Source: an optimization exercise on an open RTL-to-GDS flow (aim: a short achievable clock period and few clock cycles). Production flows keep margins and buffers that such runs may drop. The RTL was checked by simulation tests, not by an equivalence proof against the original design. Not every run is shown, and edits may drop behaviour that the tests do not exercise. Power figures rest on the tool's default switching activity, not on a simulated workload.

**config.mk**
```make
export PLATFORM = sky130hd
export DESIGN_NAME = rv32i_top
export DESIGN_NICKNAME = rv32i_top
export VERILOG_FILES = /design/flow/design.v
export SDC_FILE = /design/flow/constraint.sdc
export NUM_CORES = 4
export LEC_CHECK = 0
export CAP_MARGIN = 20
export CORE_MARGIN = 2
export CORE_UTILIZATION = 40
export SETUP_SLACK_MARGIN = 0.5
export SLEW_MARGIN = 20
```
**constraint.sdc**
```tcl
create_clock -name core_clock -period 12.0 [get_ports {clk}]
set_input_delay 2.4000 -clock core_clock [delete_from_list [all_inputs] [get_ports {clk}]]
set_output_delay 2.4000 -clock core_clock [all_outputs]
set_load 0.01 [all_outputs]
```
**design.v**
```verilog
module program_counter #(
         parameter n = 32 
        )(
        input logic clk,
        input logic reset_n,
        input logic [n-1:0] data_in,
        output logic [n-1:0] data_o
        );
        always@(posedge clk, negedge reset_n) begin
            if(!reset_n) begin
                data_o <= 0;
            end
            else begin
                data_o <= data_in;
            end
        end
endmodule                        
module alu #( parameter ALU_WIDTH = 32 ) (
    input  logic [ALU_WIDTH - 1 : 0 ] op1, op2 ,
    input  logic [ 3 : 0 ] alu_ctrl ,  
    output logic [ALU_WIDTH - 1 : 0 ] alu_result,
    output logic zero
    );
    always_comb begin
    case (alu_ctrl)
        4'b0000 : alu_result = op1 + op2 ;  
        4'b1000 : alu_result = op1 - op2 ;  
        4'b0111 : alu_result = op1 & op2 ;  
        4'b0110 : alu_result = op1 | op2 ;  
        4'b0100 : alu_result = op1 ^ op2 ;  
        4'b0001 : alu_result = op1 << op2[4:0];  
        4'b0101 : alu_result = op1 >> op2[4:0] ; 
        4'b1101 : alu_result = $signed(op1) >>> op2[4:0] ; 
        4'b0010 : alu_result = $signed(op1) < $signed(op2)? 1 : 0 ;  
        4'b0011 : alu_result = (op1 < op2) ? 1 : 0 ;  
        default : alu_result = '0;
    endcase
     zero = (alu_result == 0 )? 1'b1 : 1'b0;
    end
endmodule
module alu_control(
    input logic  [1:0]alu_op,
    input logic  [31:0]inst,
    output logic [3:0]alu_ctrl
    );
    logic [2:0]func3;
    logic [6:0]func7;
    assign func3 = inst[14:12];
    assign func7 = inst[31:25];
    always_comb begin
        case (alu_op)
            2'b00: begin
                alu_ctrl = 4'b0000;
            end
            2'b01: begin
                alu_ctrl = 4'b1000;
            end
            2'b10: begin
                alu_ctrl = {func7[5],func3[2:0]};
             end
             2'b11: begin
                    alu_ctrl = {(func3 == 3'b101) & func7[5],func3[2:0]};
             end
               default: alu_ctrl = 4'b0000;
        endcase
    end
endmodule
module main_control(
    input logic [6:0] opcode,
    output logic reg_write,
    output logic mem_write,
    output logic mem_read,
    output logic mem_to_reg,
    output logic [1:0] alu_op,
    output logic alu_src,
    output logic branch
);
    always_comb begin
        mem_read = 0;
        case (opcode)
            7'b0110011: begin
                     reg_write = 1;
                     mem_write = 0;
                     mem_to_reg= 0;
                     alu_op = 2'b10;
                     alu_src= 0;
                     branch = 0;
            end
            7'b0010011 : begin
                     reg_write = 1;
                     mem_write = 0;
                     mem_to_reg= 0;
                     alu_op = 2'b11;
                     alu_src= 1;
                     branch = 0;
             end
             7'b0000011 : begin
                     reg_write = 1;
                     mem_write = 0;
                     mem_read  = 1;
                     mem_to_reg= 1;
                     alu_op = 2'b00;
                     alu_src= 1;
                     branch = 0;
             end
             7'b0100011 : begin
                     reg_write = 0;
                     mem_write = 1;
                     mem_to_reg= 0;
                     alu_op = 2'b00;
                     alu_src= 1;
                     branch = 0;
             end
             7'b1100011 : begin
                     reg_write = 0;
                     mem_write = 0;
                     mem_to_reg= 0;
                     alu_op = 2'b01;
                     alu_src= 0;
                     branch = 1;
             end
             default: begin
                     reg_write = 0;
                     mem_write = 0;
                     mem_to_reg = 0;
                     alu_op = 2'b00;
                     alu_src = 0;
                     branch = 0;
             end
    endcase
  end
endmodule
module control_unit #(parameter WIDTH = 32)
    (
    input logic [ WIDTH - 1 : 0 ] inst,
    output logic reg_write,
    output logic mem_write,
    output logic mem_read,
    output logic mem_to_reg,
    output logic alu_src,
    output logic branch,
    output logic [3:0] alu_ctrl
);
    logic [1:0] alu_op;
    main_control mc(
                .opcode(inst[6:0]),
                .reg_write(reg_write),
                .mem_write(mem_write),
                .mem_read(mem_read),
                .mem_to_reg(mem_to_reg),
                .alu_op(alu_op),
                .alu_src(alu_src),
                .branch(branch)
    );
    alu_control aluctrl(
                .inst(inst),
                .alu_op(alu_op),
                .alu_ctrl(alu_ctrl)
    );
endmodule
module imm_gen(
    input  logic [31:0] inst,
    output logic [31:0] imm
    );
    logic [6:0] opcode;
    assign opcode = inst[6:0];
    always_comb begin
    case ( opcode )
        7'b0010011 : imm = {{20{inst[31]}}, inst[31:20]};
        7'b0000011 : imm = {{20{inst[31]}}, inst[31:20]};
        7'b0100011 : imm = {{20{inst[31]}}, inst[31:25], inst[11:7]} ;
        7'b1100011 : imm = {{19{inst[31]}}, inst[31], inst[7], inst[30:25], inst[11:8], 1'b0} ;
        default : imm = '0 ;
    endcase
end
endmodule
module reg_file#( parameter REGF_WIDTH = 32 )(
    input clk,
    input reset_n,
    input reg_write,
    input [4:0] raddr1,
    input [4:0] raddr2,
    input [4:0] waddr,
    input [REGF_WIDTH-1:0] wdata,
    output logic [REGF_WIDTH - 1 : 0] rdata1,
    output logic [REGF_WIDTH - 1 : 0] rdata2
);
    logic [REGF_WIDTH -1:0] register_file [REGF_WIDTH -1:1];
    integer i;
    always_ff @(posedge clk, negedge reset_n) begin
        if (!reset_n) begin
           for(i = 1; i < REGF_WIDTH; i = i + 1)
            register_file[i] <= '0;
        end
        else if (reg_write & (waddr !=0)) begin
        register_file[waddr] <= wdata;
        end
    end
    assign rdata1 = (raddr1 == 0) ? '0 : register_file[raddr1];
    assign rdata2 = (raddr2 == 0) ? '0 : register_file[raddr2];
endmodule
module data_path#(parameter n = 32)
                (
                    input logic clk,
                    input logic reset_n,
                    input logic branch,
                    input logic ALUsrc,
                    input logic memToReg,
                    input logic mem_write,
                    input logic reg_write,
                    input logic [3:0] alu_ctrl,
                    output logic [n-1:0] inst,
                    output logic [n-1:0] imem_addr,
                    input  logic [n-1:0] imem_rdata,
                    output logic [n-1:0] dmem_addr,
                    output logic [n-1:0] dmem_wdata,
                    input  logic [n-1:0] dmem_rdata
                );
    logic [n-1:0] data_o;
    logic [n-1:0] rdata;
    logic [n-1:0] imm;
    logic [$clog2(n)-1:0] raddr1;
    logic [$clog2(n)-1:0] raddr2;
    logic [$clog2(n)-1:0] waddr;
    logic [n-1:0] rdata1;
    logic [n-1:0] rdata2;
    logic [n-1:0] alu_result;
    logic [n-1:0] mux_output1;
    logic [n-1:0] mux_output2;
    logic [n-1:0] mux_output3;
    logic PCsrc;
    logic zero;
    assign PCsrc = zero & branch;
    assign raddr1 = inst[19:15];
    assign raddr2 = inst[24:20];
    assign waddr = inst[11:7];
    assign mux_output1 = (ALUsrc)? imm: rdata2;
    assign mux_output2 = (memToReg)? rdata: alu_result;
    assign mux_output3 = (PCsrc)? data_o + imm: data_o + 4;
    assign imem_addr  = data_o;
    assign inst       = imem_rdata;
    assign dmem_addr  = alu_result;
    assign dmem_wdata = rdata2;
    assign rdata      = dmem_rdata;
    imm_gen i(
     .inst(inst),
     .imm(imm)
    );
    reg_file #(n) f(
    .clk(clk),
    .reset_n(reset_n),
    .reg_write(reg_write),
    .raddr1(raddr1),
    .raddr2(raddr2),
    .waddr(waddr),
    .wdata(mux_output2),
    .rdata1(rdata1),
    .rdata2(rdata2)
    );
    alu #(n) u(
    .op1(rdata1),
    .op2(mux_output1),
    .alu_ctrl(alu_ctrl),
    .alu_result(alu_result),
    .zero(zero)
    );
    program_counter #(n) p(
    .clk(clk),
    .reset_n(reset_n),
    .data_in(mux_output3),
    .data_o(data_o)
    );
endmodule
module rv32i_top #(parameter n = 32)
                (
                input  logic          clk,
                input  logic          reset_n,
                output logic [n-1:0]  imem_addr,
                input  logic [n-1:0]  imem_rdata,
                output logic [n-1:0]  dmem_addr,
                output logic [n-1:0]  dmem_wdata,
                output logic          dmem_we,
                output logic          dmem_re,
                input  logic [n-1:0]  dmem_rdata
                );
                 logic branch;
                 logic ALUsrc;
                 logic memToReg;
                 logic mem_write;
                 logic mem_read;
                 logic reg_write;
                 logic [3:0] alu_ctrl;
                 logic [n-1:0] inst;
    data_path#(n)
                dp(
                    .clk(clk),
                    .reset_n(reset_n),
                    .branch(branch),
                    .ALUsrc(ALUsrc),
                    .memToReg(memToReg),
                    .mem_write(mem_write),
                    .reg_write(reg_write),
                    .alu_ctrl(alu_ctrl),
                    .inst(inst),
                    .imem_addr(imem_addr),
                    .imem_rdata(imem_rdata),
                    .dmem_addr(dmem_addr),
                    .dmem_wdata(dmem_wdata),
                    .dmem_rdata(dmem_rdata)
                );
    control_unit #( n )cu(
                .inst(inst),
                .reg_write(reg_write),
                .mem_write(mem_write),
                .mem_read(mem_read),
                .mem_to_reg(memToReg),
                .alu_src(ALUsrc),
                .branch(branch),
                .alu_ctrl(alu_ctrl)
    );
    assign dmem_we = mem_write;
    assign dmem_re = mem_read;
endmodule
```
**run.sh**
```bash
#!/bin/bash
# synth_recipe.tcl (not shown) runs the flow's synth.tcl, then flattens the netlist and writes it again
# the make line also repeats each setting of config.mk as NAME=value (left out here)
make -C /OpenROAD-flow-scripts/flow DESIGN_CONFIG=/design/flow/config.mk WORK_HOME=/design/flow/orfs CLKGATE_MAP_FILE= SYNTH_SCRIPT=/design/flow/synth_recipe.tcl finish
```
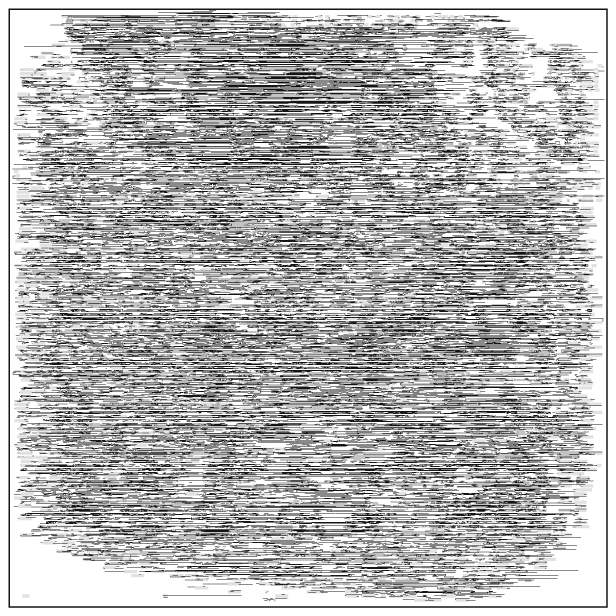
run_1/layer_met1.png
Scale: 1.5 px per um. Cells faint in the background.
The longest straight run is 123 um. The wires run mostly horizontal. The layer holds 38% of the routed length.
via count: 67884
met1 global-route usage: 0.6072
final WL: 373300 um

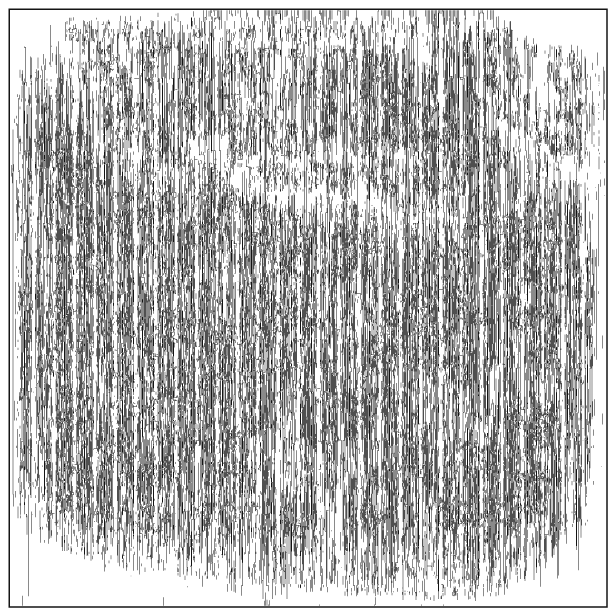
run_1/layer_met2.png
Scale: 1.5 px per um.
The layer holds 39% of the routed length. The longest straight run is 243 um. The layer carries 147 mm of wire. The wires run mostly vertical.
met2 Track Usage GR: 0.6360

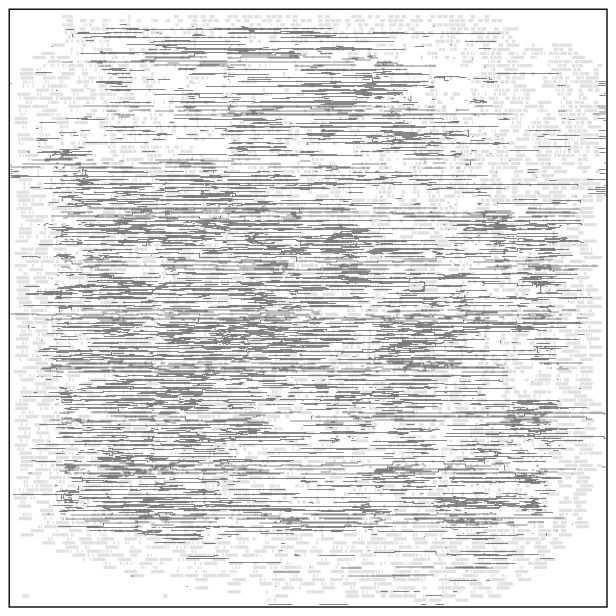
run_1/layer_met3.png
Scale: 1.5 px per um. Cells faint in the background.
The longest straight run is 262 um. The wires run mostly horizontal. The layer carries 51.8 mm of wire.
met3 usage: 0.1549

==> impl_metrics.py, run 1 <==
metrics = {
    "clock_tree": {
        "root_buffer": "clkbuf_16",
        "cts_tree": "done",
        "cts_resized": 44,
        "postCtsSetupBuffers": 24,
        "ctsHoldBuffers": 0,
        "clockBufferDepth": 3,
        "cts_sinks": 1024,
        "clk_pin_slew_worst_paths_ns": 0.06,
        "worstSkewPairLatency_ns": 0.82,
    },
    "setup_path": {
        "crit_fanout": 24,
        "path_class": "input pin to output pin",
        "start_kind": "input pin",
        "cp_slowest_cell": "clkdlybuf4s50_1",
        "crit_path_frequent_cell": "buf_4",
        "cpPeakStageDelay_ns": 0.55,
        "critPathCaptureType": "output pin",
    },
    "power_and_ir_drop": {
        "total_power_uw": 8274,
        "switching_share": 0.2917,
        "vdd_drop_max_mv": 0.1404,
        "power.group.top": "clock",
        "seq_power_share": 0.429,
        "p_switching_uw": 2414,
        "comb_power_uw": 1060,
        "p_seq_uw": 3550,
        "power_frac_clock": 0.443,
        "power_clock_uw": 3660,
        "combPwrFrac": 0.128,
    },
    "routing": {
        "first_pass_iters": 10,
        "postRouteAntennaNets": 0,
    },
    "grt": {
        "grt_pass1_wl_um": 512900,
        "grt.busiest_layer": "met2",
        "grt_max_degree": 165,
    },
    "placed_design": {
        "placedCellCount": 9452,
        "routabilityCongestion": 1.103,
        "dpl.hpwl_um": 246700,
        "placement.io_buffers": 163,
        "pre_cts_slack_ns": -0.09555,
        "placed_cell_area_mm2": 0.06834,
    },
    "sta": {
        "rsz0062_at_grt": "true",
        "clock.fmax_ghz": 0.08617,
        "hold_viol": 0,
        "period_share": 0.9671,
        "period_minus_slack_ns": 11.61,
        "setup_tns_ns": 0,
        "drv_slew": 0,
    },
    "floorplanning": {
        "rows": 144,
        "io_pins": 164,
        "die_y_um": 397.5,
        "start_util": 0.4025,
    },
    "logic_synthesis": {
        "ys_seq_area_frac": 0.4138,
        "synth_seq_cells": 1024,
        "syn_area_mm2": 0.06193,
        "synth_warnings": 7,
        "syn_area_per_cell_um2": 8.316,
        "synthTopCellsByCount": "nand2_1 (1256), o21ai_0 (1066), dfrtp_1 (1024)",
        "synthArstFlopShare": 1.000,
    },
    "finish": {
        "largest_register_ffs": 992,
        "top_register": "dp.f.register_file",
        "reg_top3": "dp.f.register_file: 992 flops, dp.p.data_o: 32 flops",
        "area_growth_pct": 18.15,
        "drive_above_1_share": 0.1402,
    },
    "run": {
        "maxCapViolations": 0,
    },
    "hold_path": {
        "hold_path.class": "flip-flop to flip-flop",
    },
    "run_status": {
        "status": "complete, no violations",
    },
}
Testbench counts for the RTL of run 1, summed over its fixed seeds: cycles 133,685.
==> run 1: cell families after synthesis <==
logic type | count (synthesis) | share of synthesized area
mux | 243 | 0.04158
buf+inv | 822 | 0.05203
flops | 1024 | 0.4138
simple gates | 2784 | 0.2126
fa+ha+maj | 134 | 0.02744
compound gates | 2363 | 0.2417
xor+xnor | 77 | 0.01089
==> run 1: path summary, 6_finish.rpt <==
check                                                start                          to  slack, ns  cells after the start
worst max-delay path                        imem_rdata[17]               dmem_addr[28]       0.39                     29
worst min-delay path            dp.f.register_file[20][24]  dp.f.register_file[20][24]       0.50                      2
worst max register to register    dp.f.register_file[6][4]             dp.p.data_o[18]       4.18                     28
worst min register to register  dp.f.register_file[20][24]  dp.f.register_file[20][24]       0.50                      2
max in group asynchronous                          reset_n  dp.f.register_file[25][29]       7.85                      3
min in group asynchronous                          reset_n  dp.f.register_file[21][24]       1.74                      1
==> run 1: cell usage in the layout (no fill, tap or decap), types with 33 or more instances in the layout <==
cell / n
a2111oi_0: 75
a211oi_1: 55
a21o_1: 35
a21oi_1: 263
a221oi_1: 55
a222oi_1: 37
a22oi_1: 424
and3_1: 342
buf_12: 42
buf_4: 483
clkbuf_16: 118
clkdlybuf4s50_1: 154
dfrtp_1: 1024
ha_1: 131
inv_1: 115
mux2_2: 102
mux2i_1: 121
nand2_1: 1232
nand3_1: 436
nand4_1: 154
nor2_1: 204
nor2_4: 33
nor3_1: 92
nor4_1: 43
o21ai_0: 1048
o22ai_1: 34
xnor2_1: 37
xor2_1: 39
==> run 1: critical path: cells and delay by family <==
kind	cells	cell delay (ns)
adder cells (fa/ha/maj)	1	0.28
buffers and inverters	10	2.85
XOR/XNOR	1	0.20
AO/OA/AOI/OAI	12	2.29
AND/OR/NAND/NOR	5	1.07
==> run 1: per-layer routing <==
metal | share of wire | wire, um
met1 | 0.38 | 142200
met2 | 0.39 | 147200
met3 | 0.14 | 51770
met4 | 0.086 | 31950
met5 | 0.00050 | 187
==> run 1: cell type report <==
| class | count | area [um2] |
|---|---|---|
| diodes | 15 | 37.54 |
| clock buffers | 167 | 3293 |
| clock inverters | 38 | 543.0 |
| fillers | 15159 | 80700 |
| inverters | 120 | 450.4 |
| multi-input cells | 5603 | 34220 |
| flip-flops and latches | 1024 | 25620 |
| well taps | 2044 | 2557 |
| repair buffers | 709 | 6442 |
==> run 2: a larger rewrite; changed files in full <==
removed: run.sh
==> design.v <==
module rv32i_top #(parameter n = 32)
                (
                input  logic          clk,
                input  logic          reset_n,
                output logic [n-1:0]  imem_addr,
                input  logic [n-1:0]  imem_rdata,
                output logic [n-1:0]  dmem_addr,
                output logic [n-1:0]  dmem_wdata,
                output logic          dmem_we,
                output logic          dmem_re,
                input  logic [n-1:0]  dmem_rdata
                );
    logic [31:0] pc_o;          
    logic [31:0] pc_fn;         
    logic [31:0] pc_next;
    wire  [31:0] pc_f = ~pc_fn;
    logic [31:0] rf [1:31];
    logic        d_valid;
    logic [31:0] d_ir, d_pc, d_pc4;
    logic        d_pred, d_tok;
    logic        x_valid;
    logic [31:0] x_a, x_b, x_imm;
    logic [31:0] x_bn;          
    logic [4:0]  x_rd;
    logic [31:1] x_rd_oh;       
    logic        x_wr_alu;      
    logic        x_wr_ld;       
    logic        x_isL, x_isS, x_isB;
    logic        x_pred;        
    logic        x_tok;         
    logic [31:0] x_pc, x_pc4, x_immb;
    logic        x_add, x_sub, x_sll, x_slt, x_sltu, x_xor, x_srl, x_sra, x_or, x_and;
    logic        m_re, m_we;
    logic [31:0] m_addr, m_wdata, m_val;
    logic [4:0]  m_rd;
    logic [31:1] m_rd_oh;       
    logic        m_wr, m_isL;
    logic [31:0] w_val;
    logic [4:0]  w_rd;
    logic [31:1] w_rd_oh;       
    logic        w_wr;
    wire [31:0] in     = imem_rdata;
    wire        f_isB  = (in[6:0] == 7'b1100011);
    wire [12:0] f_immb = {in[31], in[7], in[30:25], in[11:8], 1'b0};
    wire        f_pred = f_isB & ((in[19:15] == in[24:20]) | in[31]);
    wire [13:0] t_lo   = {1'b0, pc_f[12:0]} + {1'b0, f_immb};
    wire [31:0] f_target = {pc_f[31:13], t_lo[12:0]};
    wire [31:0] pc_seq   = pc_f + 32'd4;
    wire [6:0]  opc = d_ir[6:0];
    wire [2:0]  f3  = d_ir[14:12];
    wire [4:0]  rs1 = d_ir[19:15];
    wire [4:0]  rs2 = d_ir[24:20];
    wire [4:0]  rd  = d_ir[11:7];
    wire d_isR = (opc == 7'b0110011);
    wire d_isI = (opc == 7'b0010011);
    wire d_isL = (opc == 7'b0000011);
    wire d_isS = (opc == 7'b0100011);
    wire d_isB = (opc == 7'b1100011);
    wire d_uses_rs2 = d_isR | d_isS | d_isB;
    wire d_rd_nz = (rd != 5'd0);
    wire d_alt = d_ir[30];
    wire d_alu = d_isR | d_isI;
    wire [31:0] imm_i = {{20{d_ir[31]}}, d_ir[31:20]};
    wire [31:0] imm_s = {{20{d_ir[31]}}, d_ir[31:25], d_ir[11:7]};
    wire [31:0] imm_b = {{19{d_ir[31]}}, d_ir[31], d_ir[7], d_ir[30:25], d_ir[11:8], 1'b0};
    wire [31:0] rf_a = (rs1 == 5'd0) ? 32'd0 : rf[rs1];
    wire [31:0] rf_b = (rs2 == 5'd0) ? 32'd0 : rf[rs2];
    wire d_stall = d_valid & x_valid & x_wr_ld &
                   ((rs1 == x_rd) | (d_uses_rs2 & (rs2 == x_rd)));
    wire [31:0] a = x_a;
    wire [31:0] b = x_b;
    wire [31:0] r_add = a + b;
    wire [31:0] r_sub = a - b;
    wire        lt_u  = a < b;
    wire        lt_s  = (a[31] ^ b[31]) ? a[31] : lt_u;
    wire [31:0] r_sll = a << b[4:0];
    wire [31:0] r_srl = a >> b[4:0];
    wire [31:0] r_sra = $signed(a) >>> b[4:0];
    wire [31:0] alu =
          ({32{x_add}}  & r_add)
        | ({32{x_sub}}  & r_sub)
        | ({32{x_sll}}  & r_sll)
        | ({32{x_srl}}  & r_srl)
        | ({32{x_sra}}  & r_sra)
        | ({32{x_xor}}  & (a ^ b))
        | ({32{x_or}}   & (a | b))
        | ({32{x_and}}  & (a & b))
        | {31'd0, (x_slt & lt_s) | (x_sltu & lt_u)};
    wire [31:0] agu     = a + x_imm;
    wire        eq      = &(a ^ x_bn);
    wire [31:0] x_tgt   = x_pc + x_immb;
    wire        fix_t   = x_valid & x_isB &  eq & (~x_pred | ~x_tok);   
    wire        fix_n   = x_valid & x_isB & ~eq & x_pred;               
    wire        mispred = fix_t | fix_n;
    wire [31:0] m_res = m_isL ? dmem_rdata : m_val;
    assign imem_addr  = pc_o;
    assign dmem_addr  = m_addr;
    assign dmem_wdata = m_wdata;
    assign dmem_we    = m_we;
    assign dmem_re    = m_re;
    wire hx_a = x_valid & x_wr_alu & (rs1 == x_rd);
    wire hx_b = x_valid & x_wr_alu & (rs2 == x_rd);
    wire hm_a = m_wr & (rs1 == m_rd);
    wire hm_b = m_wr & (rs2 == m_rd);
    wire hw_a = w_wr & (rs1 == w_rd);
    wire hw_b = w_wr & (rs2 == w_rd);
    wire [31:0] fa = hx_a ? alu : hm_a ? m_res : hw_a ? w_val : rf_a;
    wire [31:0] fb = hx_b ? alu : hm_b ? m_res : hw_b ? w_val : rf_b;
    wire        z_sum  = ((x_a ^ x_b) == {(x_a[30:0] | x_b[30:0]), 1'b0});
    wire        d_zx   = d_isB & x_valid & x_wr_alu & x_add &
                         (((rs1 == x_rd) & (rs2 == 5'd0)) | ((rs2 == x_rd) & (rs1 == 5'd0)));
    wire        d_fix  = d_valid & ~d_stall & ~mispred & d_zx &
                         (z_sum ? (~d_pred | ~d_tok) : d_pred);
    wire [31:0] d_tgt  = d_pc + imm_b;
    always_comb begin
        if (mispred)       pc_next = fix_t ? x_tgt : x_pc4;
        else if (d_fix)    pc_next = z_sum ? d_tgt : d_pc4;
        else if (d_stall)  pc_next = pc_f;
        else if (f_pred)   pc_next = f_target;
        else               pc_next = pc_seq;
    end
    integer i;
    always_ff @(posedge clk, negedge reset_n) begin
        if (!reset_n) begin
            for (i = 1; i < 32; i = i + 1) rf[i] <= '0;
        end else begin
            for (i = 1; i < 32; i = i + 1)
                if (w_rd_oh[i]) rf[i] <= w_val;
        end
    end
    always_ff @(posedge clk, negedge reset_n) begin
        if (!reset_n) begin
            pc_fn <= '1;
            d_valid <= 1'b0;
            x_valid <= 1'b0;
            m_wr <= 1'b0; m_rd_oh <= '0;
            w_wr <= 1'b0; w_rd_oh <= '0;
        end else begin
            w_wr    <= m_wr;
            w_rd_oh <= m_rd_oh;
            m_wr    <= x_valid & (x_wr_alu | x_wr_ld);
            m_rd_oh <= x_valid ? x_rd_oh : '0;
            x_valid <= d_valid & ~d_stall & ~mispred;
            pc_fn <= ~pc_next;
            if (mispred | d_fix) d_valid <= 1'b0;
            else if (!d_stall) d_valid <= 1'b1;
        end
    end
    always_ff @(posedge clk) begin
        pc_o <= reset_n ? pc_next : 32'd0;
        m_re <= reset_n & x_valid & x_isL;
        m_we <= reset_n & x_valid & x_isS;
    end
    always_ff @(posedge clk) begin
        w_val <= m_res;
        w_rd  <= m_rd;
        m_addr  <= agu;
        m_wdata <= b;
        m_val   <= alu;
        m_rd    <= x_rd;
        m_isL   <= x_isL;
        x_a     <= fa;
        x_b     <= d_uses_rs2 ? fb : imm_i;
        x_bn    <= ~fb;
        x_imm   <= d_isS ? imm_s : imm_i;
        x_immb  <= imm_b;
        x_pc    <= d_pc;
        x_pc4   <= d_pc4;
        x_pred  <= d_zx ? z_sum : d_pred;
        x_tok   <= d_zx | d_tok;
        x_rd    <= rd;
        x_wr_alu <= d_alu & d_rd_nz;
        x_wr_ld  <= d_isL & d_rd_nz;
        for (i = 1; i < 32; i = i + 1) x_rd_oh[i] <= (d_alu | d_isL) & (rd == i);
        x_isL <= d_isL; x_isS <= d_isS; x_isB <= d_isB;
        x_add  <= (d_isR & f3 == 3'b000 & ~d_alt) | (d_isI & f3 == 3'b000);
        x_sub  <=  d_isR & f3 == 3'b000 &  d_alt;
        x_sll  <= d_alu & f3 == 3'b001;
        x_slt  <= d_alu & f3 == 3'b010;
        x_sltu <= d_alu & f3 == 3'b011;
        x_xor  <= d_alu & f3 == 3'b100;
        x_srl  <= d_alu & f3 == 3'b101 & ~d_alt;
        x_sra  <= d_alu & f3 == 3'b101 &  d_alt;
        x_or   <= d_alu & f3 == 3'b110;
        x_and  <= d_alu & f3 == 3'b111;
        if (!d_stall) begin
            d_ir   <= in;
            d_pc   <= pc_f;
            d_pc4  <= pc_seq;
            d_pred <= f_pred;
            d_tok  <= (t_lo[13] == in[31]);
        end
    end
endmodule
==> flow/run.sh <==
#!/bin/bash
# Own flow: the standard ORFS flow (standard.sh), with timing repair
# aimed at a larger setup margin so that the layout is optimised beyond
# what the 12 ns clock alone asks for. The clock and constraints are the standard flow's.
# Later make variables on the command line override standard.sh's.
set -e
bash standard.sh SETUP_SLACK_MARGIN=8.5 MATCH_CELL_FOOTPRINT=0 finish > standard.log 2>&1
==> standard.sh <==
#!/bin/bash
# synth_recipe.tcl (not shown) runs the flow's synth.tcl, then flattens the netlist and writes it again
# the make line also repeats each setting of config.mk as NAME=value (left out here)
make -C /OpenROAD-flow-scripts/flow DESIGN_CONFIG=/design/flow/config.mk WORK_HOME=/design/flow/orfs CLKGATE_MAP_FILE= SYNTH_SCRIPT=/design/flow/synth_recipe.tcl "${@:-finish}"
==> config.mk <==
export PLATFORM = sky130hd
export DESIGN_NAME = rv32i_top
export DESIGN_NICKNAME = rv32i_top
export VERILOG_FILES = /design/flow/design.v
export SDC_FILE = /design/flow/constraint.sdc
export NUM_CORES = 4
export LEC_CHECK = 0
export ABC_CLOCK_PERIOD_IN_PS = 2500
export CAP_MARGIN = 20
export CORE_MARGIN = 2
export CORE_UTILIZATION = 40
export CTS_CLUSTER_DIAMETER = 150
export CTS_CLUSTER_SIZE = 20
export SETUP_SLACK_MARGIN = 0.5
export SLEW_MARGIN = 20
==> run 2 against run 1 <==
  * Still clean on timing, DRC and antenna
  * Die area increased by 34%
  * Cell area rose by 32%
  * Register-to-register slack improved by 4.1 ns
  * Largest power group is now sequential cells
  * Highest routed layer unchanged
==> impl_metrics.py, run 2 <==
metrics = {
    "run_status": {
        "status": "complete, no violations",
    },
    "sta": {
        "rsz0062_at_grt": "true",
        "setup_tns_ns": 0,
        "period_minus_slack_ns": 3.841,
        "drv_slew": 0,
        "hold_viol": 0,
        "clock.fmax_ghz": 0.2603,
    },
    "setup_path": {
        "start_kind": "input pin",
        "crit_fanout": 2,
        "cp_slowest_cell": "or3_1",
        "critPathCaptureType": "flip-flop",
        "path_class": "input pin to flip-flop",
        "r2r-start": "x_a[20]",
        "cpPeakStageDelay_ns": 0.38,
        "r2r_slack_ns": 8.27,
        "rr_endpoint": "pc_o[29]",
    },
    "clock_tree": {
        "ctsHoldBuffers": 0,
        "clk_pin_slew_worst_paths_ns": 0.09,
        "worstSkewPairLatency_ns": 0.81,
        "cts_sinks": 1582,
        "root_buffer": "clkbuf_16",
        "cts_tree": "done",
    },
    "finish": {
        "fillerInstances": 18932,
        "final_common_cell": "mux2_2",
        "final_cell_mix": "mux2_2 (1035), dfrtp_1 (1026), a22oi_1 (845)",
        "top_register": "rf",
    },
    "placed_design": {
        "placement.io_buffers": 163,
        "routabilityCongestion": 0.9714,
        "placedCellCount": 10309,
        "dpl.hpwl_um": 232800,
        "pre_cts_slack_ns": 6.503,
    },
    "logic_synthesis": {
        "syn_area_mm2": 0.08330,
        "syn_area_per_cell_um2": 10.66,
        "synthTopCellsByCount": "dfrtp_1 (1058), mux2_2 (1038), a22oi_1 (848)",
        "synthArstFlopShare": 0.6890,
        "synth_warnings": 34,
        "ys_seq_area_frac": 0.4577,
    },
    "run": {
        "maxCapViolations": 0,
    },
    "hold_path": {
        "hp-start": "m_rd_oh[31]",
        "hold_path.class": "flip-flop to flip-flop",
        "whs_path_depth": 0,
    },
    "floorplanning": {
        "io_pins": 164,
        "die_y_um": 460.3,
        "start_util": 0.4023,
        "rows": 167,
    },
    "grt": {
        "grt_max_degree": 90,
    },
    "routing": {
        "first_pass_iters": 9,
    },
}
Testbench counts for the RTL of run 2, summed over its fixed seeds: cycles 137,980.
run 2: worst max path at each step:
stage / startpoint / endpoint / slack [ns] / depth (start not counted)
2_1_floorplan: imem_rdata[8] / pc_o[11] / 7.56 / 12
3_3_place_gp: imem_rdata[1] / pc_o[21] / 6.48 / 11
3_5_place_dp: imem_rdata[1] / pc_o[18] / 6.50 / 11
4_1_cts: imem_rdata[8] / pc_o[11] / 8.07 / 13
5_1_grt: imem_rdata[8] / pc_fn[11] / 8.08 / 13
6_report: imem_rdata[8] / pc_o[11] / 8.16 / 13
run 2: cells by family after synthesis:
logic type	count (synthesis)	synth area share
muxes	1207	0.1706
buffers and inverters	844	0.03988
and+or+nand+nor	1613	0.09598
adders and majority gates	207	0.03163
DFF	1582	0.4577
xor gates and xnor gates	248	0.02608
AOI/OAI and AO/OA	2111	0.1781
run 2: cell type report:
class	count	area, um2	share of cell area
well taps	2788	3488	0.03608
repair inverters	1	5.005	0.00005177
diodes	10	25.02	0.0002589
inverters	184	730.7	0.007559
multi-input cells	5389	45050	0.4660
clock inverters	7	100.1	0.001035
clock buffers	136	2446	0.02530
repair buffers	619	6429	0.06650
flip-flops and latches	1582	38390	0.3972
run 2: what timing repair did:
item / 4_1_cts / 5_1_grt
gates resized for setup: 1040 / 295
gates cloned: 17 / 4
pin swaps: 143 / 121
setup endpoints to repair: 812 / 545
setup buffers: 132 / 101
run 2: per-stage QoR:
step	hold slack (ns)	util	cell area (um2)
floorplan	0.3242	-	83450
global placement	0.3317	0.4251	88030
detailed placement	0.3346	0.4252	88040
CTS	0.3233	0.4559	94410
global route	0.3426	0.4668	96650
finish	0.3238	0.4669	96670
run 2: power breakdown:
part	switching, uW	internal, uW	leakage [uW]
registers	167	5540	0.0194
clock network	1920	1420	0.00122
logic	1110	680	0.0213
run 2: per-layer routing:
metal | wire (um) | up-vias
met5 | 253 | -
met4 | 28840 | 22
met3 | 61750 | 1584
met2 | 156100 | 6412
met1 | 152500 | 37560
li1 | - | 29333
run 2: worst max-delay path, delay by kind of cell:
family | cells | cell delay (ns)
AO/OA/AOI/OAI | 4 | 0.72
XOR/XNOR | 1 | 0.15
buffers and inverters | 2 | 0.12
AND/OR/NAND/NOR | 4 | 0.63
adder cells (fa/ha/maj) | 2 | 0.49
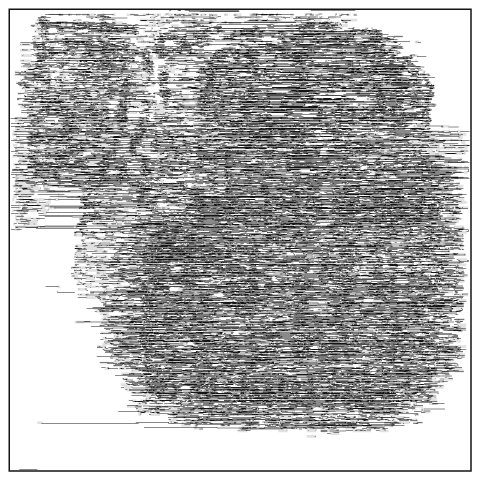
run_2/layer_met1.png
Scale: 1 px per um. Cells faint in the background.
The layer holds 38% of the routed length. The layer carries 153 mm of wire. The longest straight run is 108 um. 7639 nets have wire on it.
met1 global-route usage: 0.4865
final WL: 399500 um
via count: 74911

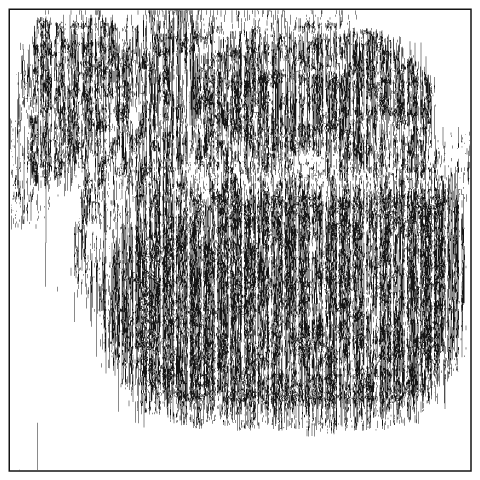
run_2/layer_met2.png
Scale: 1 px per um.
7068 nets have wire on it. The longest straight run is 157 um. The layer holds 39% of the routed length.
met2 Track Usage GR: 0.4885

==> run 2 -> run 3 <==
--- a/design.v
+++ b/design.v
@@ -43,8 +43,7 @@
     wire        f_isB  = (in[6:0] == 7'b1100011);
     wire [12:0] f_immb = {in[31], in[7], in[30:25], in[11:8], 1'b0};
     wire        f_pred = f_isB & ((in[19:15] == in[24:20]) | in[31]);
-    wire [13:0] t_lo   = {1'b0, pc_f[12:0]} + {1'b0, f_immb};
-    wire [31:0] f_target = {pc_f[31:13], t_lo[12:0]};
+    wire        t_c13;              
     wire [31:0] pc_seq   = pc_f + 32'd4;
     wire [6:0]  opc = d_ir[6:0];
     wire [2:0]  f3  = d_ir[14:12];
@@ -112,13 +111,20 @@
     wire        d_fix  = d_valid & ~d_stall & ~mispred & d_zx &
                          (z_sum ? (~d_pred | ~d_tok) : d_pred);
     wire [31:0] d_tgt  = d_pc + imm_b;
+    logic [31:0] pc_alt;
     always_comb begin
-        if (mispred)       pc_next = fix_t ? x_tgt : x_pc4;
-        else if (d_fix)    pc_next = z_sum ? d_tgt : d_pc4;
-        else if (d_stall)  pc_next = pc_f;
-        else if (f_pred)   pc_next = f_target;
-        else               pc_next = pc_seq;
-    end
+        if (mispred)       pc_alt = fix_t ? x_tgt : x_pc4;
+        else if (d_fix)    pc_alt = z_sum ? d_tgt : d_pc4;
+        else if (d_stall)  pc_alt = pc_f;
+        else               pc_alt = pc_seq;
+    end
+    wire use_tgt = f_pred & ~mispred & ~d_fix & ~d_stall;
+    logic [31:0] pc_o_next;
+    br_next bnext(
+        .a(pc_f[12:0]), .b(f_immb), .hi(pc_f[31:13]),
+        .sel_f(use_tgt), .oth_f(pc_alt),
+        .sel_o(use_tgt & reset_n), .oth_o(reset_n ? pc_alt : 32'd0),
+        .out_f(pc_next), .out_o(pc_o_next), .cout(t_c13));
     integer i;
     always_ff @(posedge clk, negedge reset_n) begin
         if (!reset_n) begin
@@ -147,7 +153,7 @@
         end
     end
     always_ff @(posedge clk) begin
-        pc_o <= reset_n ? pc_next : 32'd0;
+        pc_o <= pc_o_next;
         m_re <= reset_n & x_valid & x_isL;
         m_we <= reset_n & x_valid & x_isS;
     end
@@ -188,7 +194,43 @@
             d_pc   <= pc_f;
             d_pc4  <= pc_seq;
             d_pred <= f_pred;
-            d_tok  <= (t_lo[13] == in[31]);
+            d_tok  <= (t_c13 == in[31]);
         end
     end
 endmodule
+module br_next (
+    input  logic [12:0] a,
+    input  logic [12:0] b,
+    input  logic [31:13] hi,
+    input  logic        sel_f,
+    input  logic [31:0] oth_f,
+    input  logic        sel_o,
+    input  logic [31:0] oth_o,
+    output logic [31:0] out_f,
+    output logic [31:0] out_o,
+    output logic        cout
+);
+    logic [12:0] g0, p0, g1, p1, g2, p2, g3, p3, g4;
+    assign g0 = a & b;
+    assign p0 = a ^ b;
+    always_comb begin
+        for (int i = 0; i < 13; i++) begin
+            g1[i] = (i >= 1) ? (g0[i] | (p0[i] & g0[i-1])) : g0[i];
+            p1[i] = (i >= 1) ? (p0[i] & p0[i-1]) : p0[i];
+        end
+        for (int i = 0; i < 13; i++) begin
+            g2[i] = (i >= 2) ? (g1[i] | (p1[i] & g1[i-2])) : g1[i];
+            p2[i] = (i >= 2) ? (p1[i] & p1[i-2]) : p1[i];
+        end
+        for (int i = 0; i < 13; i++) begin
+            g3[i] = (i >= 4) ? (g2[i] | (p2[i] & g2[i-4])) : g2[i];
+            p3[i] = (i >= 4) ? (p2[i] & p2[i-4]) : p2[i];
+        end
+        for (int i = 0; i < 13; i++)
+            g4[i] = (i >= 8) ? (g3[i] | (p3[i] & g3[i-8])) : g3[i];
+    end
+    wire [31:0] tgt = {hi, p0 ^ {g4[11:0], 1'b0}};
+    assign cout  = g4[12];
+    assign out_f = sel_f ? tgt : oth_f;
+    assign out_o = sel_o ? tgt : oth_o;
+endmodule
==> flow/run.sh (replaced) <==
#!/bin/bash
# Own flow: the standard ORFS flow (standard.sh) with two changes:
#  - timing repair aims at a larger setup margin, so that the layout is
#    optimised beyond what the 12 ns clock alone asks for;
#  - synthesis leaves adders to ABC (ADDER_MAP_FILE empty) instead of
#    mapping them onto full/half-adder cells, which gives faster adders.
#    Registers are mapped exactly as in the standard synthesis.
# The clock, the constraints and everything else are the standard flow's. Later make
# variables on the command line override standard.sh's. The whole output
# goes to standard.log; ORFS keeps each step's log under orfs/logs.
set -e
bash standard.sh SETUP_SLACK_MARGIN=8.5 MATCH_CELL_FOOTPRINT=0 ADDER_MAP_FILE= finish > standard.log 2>&1
--- a/config.mk
+++ b/config.mk
@@ -13,3 +13,5 @@
 export CTS_CLUSTER_SIZE = 20
 export SETUP_SLACK_MARGIN = 0.5
 export SLEW_MARGIN = 20
+export SYNTH_HIERARCHICAL = 1
+export SYNTH_MINIMUM_KEEP_SIZE = 0
==> run 3 against run 2 <==
  * Global-route usage rose by 0.40 points
  * Cell area rose by 1.8%
  * Critical path depth grew 4
  * Power increased by 0.91%
  * Non-clock buffer count rose by 79
  * Critical endpoint is now pc_o[1]
  * Count of clock-buffer cells in the layout is the same
  * Final cell count increased by 2.0%
  * Hold slack improved by 0.023 ns
  * Die area grew 0.55%
  * Still clean on timing, DRC and antenna
  * Sequential share of layout area decreased by 0.58 points
  * First-iteration DRC count up 16%
==> impl_metrics.py, run 3 <==
metrics = {
    "setup_path": {
        "critPathCaptureType": "flip-flop",
        "r2r-start": "x_a[28]",
        "crit_fanout": 16,
        "cpPeakStageDelay_ns": 0.56,
        "cp_num_buf_inv": 9,
        "r2r_slack_ns": 8.25,
        "rr_endpoint": "pc_o[1]",
        "r2r_cells": 17,
        "path_class": "flip-flop to flip-flop",
    },
    "routing": {
        "dr_wl_met2_um": 158900,
        "drt-met1-wl_um": 154800,
        "top_layer_used": "met5",
        "dr_wl_met3_um": 65240,
        "first_pass_iters": 13,
        "postRouteAntennaNets": 0,
    },
    "power_and_ir_drop": {
        "vdd_drop_max_mv": 0.1212,
        "p_switching_uw": 3316,
        "seq_power_share": 0.525,
        "total_power_uw": 10950,
        "p_int_uw": 7630,
        "switching_share": 0.3029,
    },
    "finish": {
        "fillerInstances": 18970,
        "largest_register_ffs": 992,
        "area_growth_pct": 17.45,
        "drive_above_1_share": 0.3221,
        "final_common_cell": "mux2_2",
        "top_register": "rf",
        "final_area_mm2": 0.09837,
        "final_cell_mix": "mux2_2 (1045), dfrtp_1 (1027), a22oi_1 (792)",
    },
    "run_status": {
        "status": "complete, no violations",
    },
    "placed_design": {
        "placement.io_buffers": 163,
        "dpl.hpwl_um": 237000,
        "routabilityCongestion": 0.9901,
    },
    "floorplanning": {
        "rows": 167,
        "start_util": 0.4033,
        "io_pins": 164,
        "die_y_um": 461.6,
    },
    "grt": {
        "grtUsageMet3": 0.1499,
        "met1_usage": 0.4954,
    },
    "logic_synthesis": {
        "synthTopCellsByCount": "mux2_2 (1087), dfrtp_1 (1058), a22oi_1 (804)",
        "synth_seq_cells": 1582,
        "syn_area_per_cell_um2": 10.41,
        "syn_area_mm2": 0.08376,
        "ys_seq_area_frac": 0.4552,
    },
    "clock_tree": {
        "clockBufferDepth": 3,
        "clk_pin_slew_worst_paths_ns": 0.08,
        "cts_sinks": 1582,
        "root_buffer": "clkbuf_16",
    },
    "sta": {
        "rsz0062_at_grt": "true",
        "period_share": 0.3129,
        "period_minus_slack_ns": 3.754,
        "setup_tns_ns": 0,
        "drv_slew": 0,
    },
    "hold_path": {
        "whs_path_depth": 0,
        "hold_path.class": "flip-flop to flip-flop",
    },
}
Testbench counts for the RTL of run 3, summed over its fixed seeds: cycles 137,980.
[run 3: cell count changes in the layout (fill, tap and decap cells not counted), sizes merged, moves of 29 or more]
cell | before | now
nor4 | 48 | 84
buf | 543 | 594
a21oi | 375 | 419
a22oi | 848 | 804
nand2 | 389 | 418
maj3 | 0 | 60
a21o | 69 | 25
ha | 201 | 0
xnor2 | 118 | 252
a31oi | 32 | 79
a221oi | 16 | 45
mux2 | 1038 | 1087
nor3 | 142 | 171
[run 3: stage by stage]
step | setup slack (ns) | util
after floorplan | 7.997 | -
final | 8.246 | 0.4736
after global placement | 6.606 | 0.4246
after detailed placement | 6.564 | 0.4246
after global routing | 8.146 | 0.4735
after CTS | 8.234 | 0.4585
[run 3: what timing repair did]
item / CTS / global route
gates resized for setup: 1031 / 386
setup endpoints to repair: 937 / 609
gates cloned: 30 / 18
buffers inserted: 160 / 114
pin swaps: 109 / 78
[run 3: layout make-up]
cell class,count,area (um2),area share
repair buffers,698,7921,0.08052
diodes,14,35.03,0.0003561
flip-flops and latches,1582,38500,0.3913
clock inverters,9,175.2,0.001781
inverters,168,660.6,0.006716
clock buffers,136,2414,0.02453
multi-input cells,5531,45180,0.4593
well taps,2788,3488,0.03546
[run 3: logic make-up after synthesis]
family	Yosys count	synth area share
xor gates and xnor gates	364	0.03873
adders and majority gates	60	0.007230
and+or+nand+nor	1779	0.1058
muxes	1243	0.1752
buffers and inverters	940	0.04413
other	1	0.00004477
AOI/OAI and AO/OA	2081	0.1736
DFF	1582	0.4552
[run 3: worst max path at each step]
stage / slack (ns) / from / cells past startpoint / to
2_1_floorplan: 8.00 / imem_rdata[20] / 9 / pc_o[10]
3_3_place_gp: 6.61 / reset_n / 4 / rf[9][28]
3_5_place_dp: 6.56 / reset_n / 4 / rf[13][28]
4_1_cts: 8.23 / m_wdata[30] / 1 / dmem_wdata[30]
5_1_grt: 8.15 / x_a[25] / 17 / pc_o[11]
6_report: 8.25 / x_a[28] / 17 / pc_o[1]
[run 3: power by group through the flow]
stage	clock, uW	sequential (uW)	combinational, uW
floorplan	0	5740	964
global placement	0	5840	1470
detailed placement	0	5850	1480
CTS	3390	5740	1620
global route	3570	5770	1910
finish	3380	5750	1820
[run 3: per-module statistics from Yosys, one instance, submodules excluded]
| module | cells inside | cell area, um2 | flops+latches |
|---|---|---|---|
| br_next | 204 | 1444 | 0 |
| rv32i_top | 7846 | 82320 | 1582 |
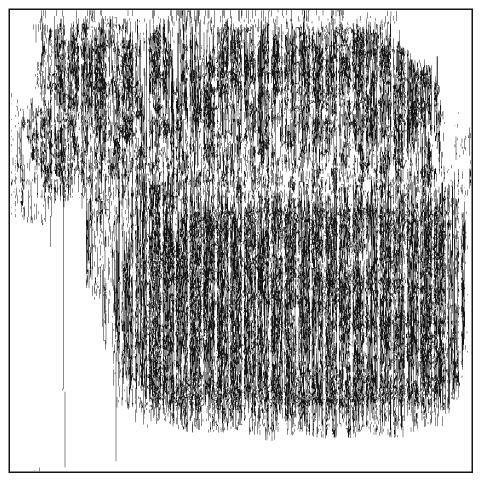
run_3/layer_met2.png
Scale: 1 px per um.
7176 nets have wire on it. The layer holds 39% of the routed length. The wires run mostly vertical. The longest straight run is 209 um. The layer carries 159 mm of wire.
met2 Track Usage GR: 0.4905
final WL: 409700 um
via count: 77608

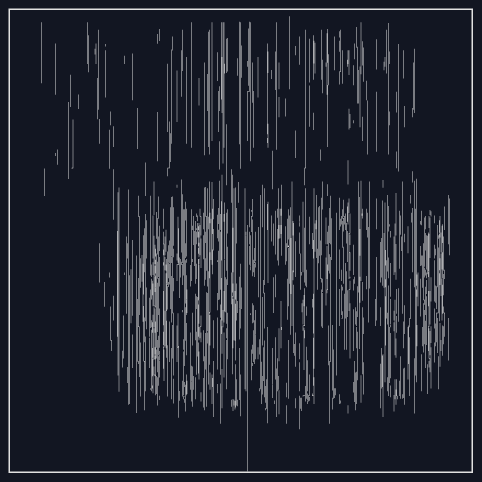
run_3/layer_met4.png
Scale: 1 px per um.
The longest straight run is 246 um. The layer carries 30.4 mm of wire. 401 nets have wire on it. The wires run mostly vertical.

==> run 3 -> run 4 <==
--- a/config.mk
+++ b/config.mk
@@ -8,7 +8,7 @@
 export ABC_CLOCK_PERIOD_IN_PS = 2500
 export CAP_MARGIN = 20
 export CORE_MARGIN = 2
-export CORE_UTILIZATION = 40
+export CORE_UTILIZATION = 50
 export CTS_CLUSTER_DIAMETER = 150
 export CTS_CLUSTER_SIZE = 20
 export SETUP_SLACK_MARGIN = 0.5
==> run 4 against run 3 <==
  * Die area fell by 20%
  * Final cell count shrank 5.7%
  * Largest power group unchanged
  * Largest cell class unchanged
  * Sequential share of layout area grew 0.63 points
  * Global-route usage up 8.4 points
  * Routed wire length fell by 2.0%
  * Still clean on timing, DRC and antenna
  * First-iteration DRC count is 6.5% lower
  * Synthesized cell count is the same
  * Critical path depth fell by 1
==> impl_metrics.py, run 4 <==
metrics = {
    "run_status": {
        "status": "complete, no violations",
    },
    "finish": {
        "area_growth_pct": 15.26,
        "drive_above_1_share": 0.3132,
        "final_area_mm2": 0.09654,
        "final_cell_mix": "mux2_2 (1043), dfrtp_1 (1027), a22oi_1 (798)",
    },
    "logic_synthesis": {
        "muxShareOfSynthArea": 0.1752,
        "synthArstFlopShare": 0.6890,
        "synth_warnings": 41,
        "synth_top_family_by_area": "multiplexers",
        "synth_fa_ha_area_frac": 0.007230,
        "ys_seq_area_frac": 0.4552,
        "synth_compound_area_frac": 0.1736,
        "synthTopCellsByCount": "mux2_2 (1087), dfrtp_1 (1058), a22oi_1 (804)",
        "synthXorXnorAreaFrac": 0.03873,
        "syn_area_mm2": 0.08376,
    },
    "placed_design": {
        "pre_cts_slack_ns": 6.458,
        "placed_cell_area_mm2": 0.08751,
    },
    "sta": {
        "drv_slew": 0,
        "clock.fmax_ghz": 0.2644,
        "setup_tns_ns": 0,
        "period_share": 0.3152,
        "period_minus_slack_ns": 3.782,
    },
    "clock_tree": {
        "cts_sinks": 1582,
        "clk_pin_slew_worst_paths_ns": 0.09,
        "clockBufferDepth": 3,
        "ctsHoldBuffers": 0,
    },
    "setup_path": {
        "cp_num_buf_inv": 6,
        "critPathCaptureType": "flip-flop",
        "path_delay_family": "simple AND/OR/NAND/NOR gates",
        "crit_fanout": 6,
        "start_kind": "flip-flop",
    },
    "grt": {
        "grt.busiest_layer": "met1",
        "grt_pass1_wl_um": 549200,
        "met1_usage": 0.6075,
        "grt_use_met2": 0.6073,
        "grt_max_degree": 143,
    },
    "floorplanning": {
        "rows": 150,
        "die_y_um": 413.3,
    },
    "power_and_ir_drop": {
        "p_int_uw": 7618,
        "total_power_uw": 10840,
        "combPwrFrac": 0.163,
        "switching_share": 0.2973,
    },
    "hold_path": {
        "hold_path.class": "flip-flop to flip-flop",
    },
    "routing": {
        "first_pass_iters": 13,
    },
}
## run 4: cells by family (layout without fill, tap and decap cells)
kind of cell / Yosys count / in the layout
DFF: 1582 / 1582
buffers and inverters: 940 / 977
other: 1 / 11
xor gates and xnor gates: 364 / 364
AOI/OAI and AO/OA: 2081 / 2081
and+or+nand+nor: 1779 / 1779
adders and majority gates: 60 / 60
muxes: 1243 / 1243
## run 4: cell type report
type                       count  area share
clock inverter                 4   0.0004147
tap                         2204     0.02856
multi-input combinational   5531      0.4658
clock buffer                 131     0.02558
timing repair buffer         674     0.07489
sequential                  1582      0.3977
antenna                        7   0.0001814
inverter                     168    0.006856
## run 4: modules after synthesis, one instance, submodules excluded
module | flip-flops and latches | cells | area, um2 | copies in the design
br_next | 0 | 204 | 1444 | 1
rv32i_top | 1582 | 7846 | 82320 | 1
## run 4: power by group through the flow
stage | registers, uW | clock network (uW) | logic [uW]
after floorplan | 5740 | 0 | 964
after global placement | 5840 | 0 | 1470
after detailed placement | 5840 | 0 | 1480
after CTS | 5730 | 3340 | 1610
after global routing | 5760 | 3520 | 1850
final | 5750 | 3330 | 1760
## run 4: per-layer routing
layer,share of wire,up-vias
met2,0.39,7027
li1,-,29994
met4,0.075,26
met1,0.37,38101
met3,0.16,1781
met5,0.00066,-
## run 4: worst reg2reg max path, stage by stage (launching register included)
cell and delay, ns:
dfxtp_4 0.36, buf_12 0.13, xnor2_4 0.30, xnor2_4 0.20, nand4_1 0.22, nor4b_4 0.37
nand4_4 0.25, buf_6 0.20, nor3_4 0.28, buf_6 0.15, nor3b_4 0.05, buf_6 0.13
clkbuf_16 0.15, buf_6 0.11, a311o_1 0.35, and2_1 0.16, mux2_4 0.27
## run 4: path summary, 6_finish.rpt
check                            start          end  slack, ns  cells after the start
hold reg to reg            m_rd_oh[12]  w_rd_oh[12]       0.34                      0
min in group asynchronous      reset_n   rf[13][25]       1.50                      1
setup / recovery               x_a[23]     pc_o[13]       8.22                     16
hold / removal             m_rd_oh[12]  w_rd_oh[12]       0.34                      0
max in group asynchronous      reset_n    rf[14][6]       8.71                      3
setup reg to reg               x_a[23]     pc_o[13]       8.22                     16
## run 4: what timing repair did
| action | 4_1_cts | 5_1_grt |
|---|---|---|
| cloned | 25 | 19 |
| resized for setup | 962 | 310 |
| buffers inserted | 155 | 86 |
| pin swaps | 100 | 77 |
| setup endpoints to repair | 968 | 316 |
| hold endpoints to repair | 0 | 0 |
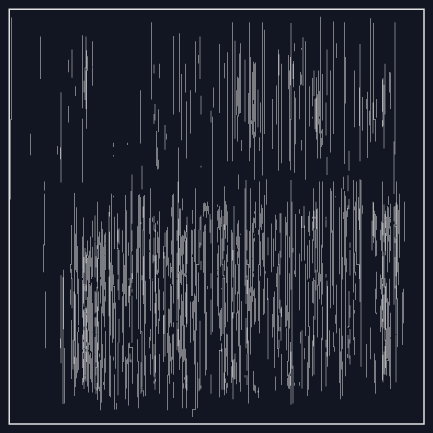
run_4/layer_met4.png
Scale: 1 px per um.
The wires run mostly vertical. The layer carries 30.0 mm of wire. 393 nets have wire on it.
final WL: 401500 um
via count: 76929

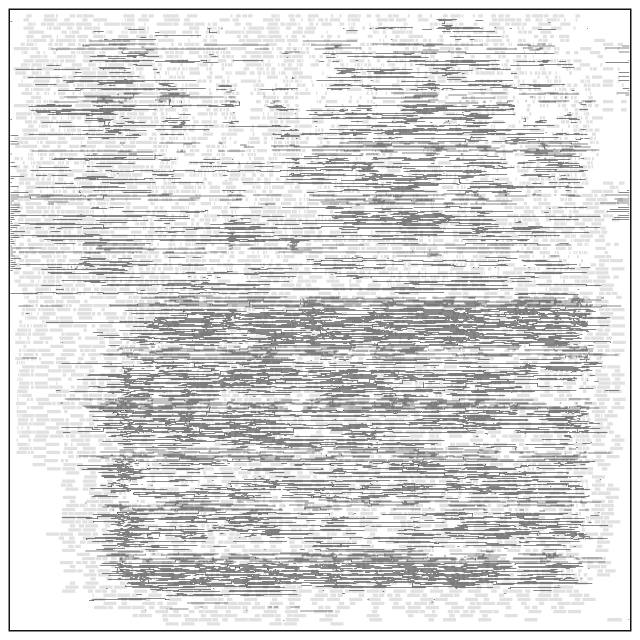
run_4/layer_met3.png
Scale: 1.5 px per um. Cells faint in the background.
1493 nets have wire on it. The layer carries 64.3 mm of wire.
met3 usage: 0.1895

==> static timing again, ports no longer ideal <==
No port has a modelled driver above. Below, the same layouts with a new extraction and two added sets of constraints. Step 1, drivers: a clkbuf_16 drives clk and a buf_2 each remaining input, both assumed. Step 2 moves the port delays by t, midway between the first and last clock arrival at a register: inputs arrive t later, outputs are due t later. That takes back most of the time a late clock gives input paths. Slacks: ideal / step 1 / step 2; pairs: ideal / step 1.
run	t, ns	setup slack, ns	worst setup path after step 2	slew at the worst register clock pin (ns)
run 1	0.851	0.394 / 0.372 / 0.372	input to output	0.07 / 0.07
run 2	0.866	8.159 / 8.192 / 7.326	input to register	0.10 / 0.10
run 3	0.879	8.246 / 8.179 / 7.567	input to register	0.10 / 0.10
run 4	0.836	8.218 / 8.106 / 7.271	input to register	0.10 / 0.10
After both steps every run listed still meets setup and hold. For run 4, which loses most, drivers alone change the setup slack by -0.112 ns; drivers and shift together by -0.947 ns.
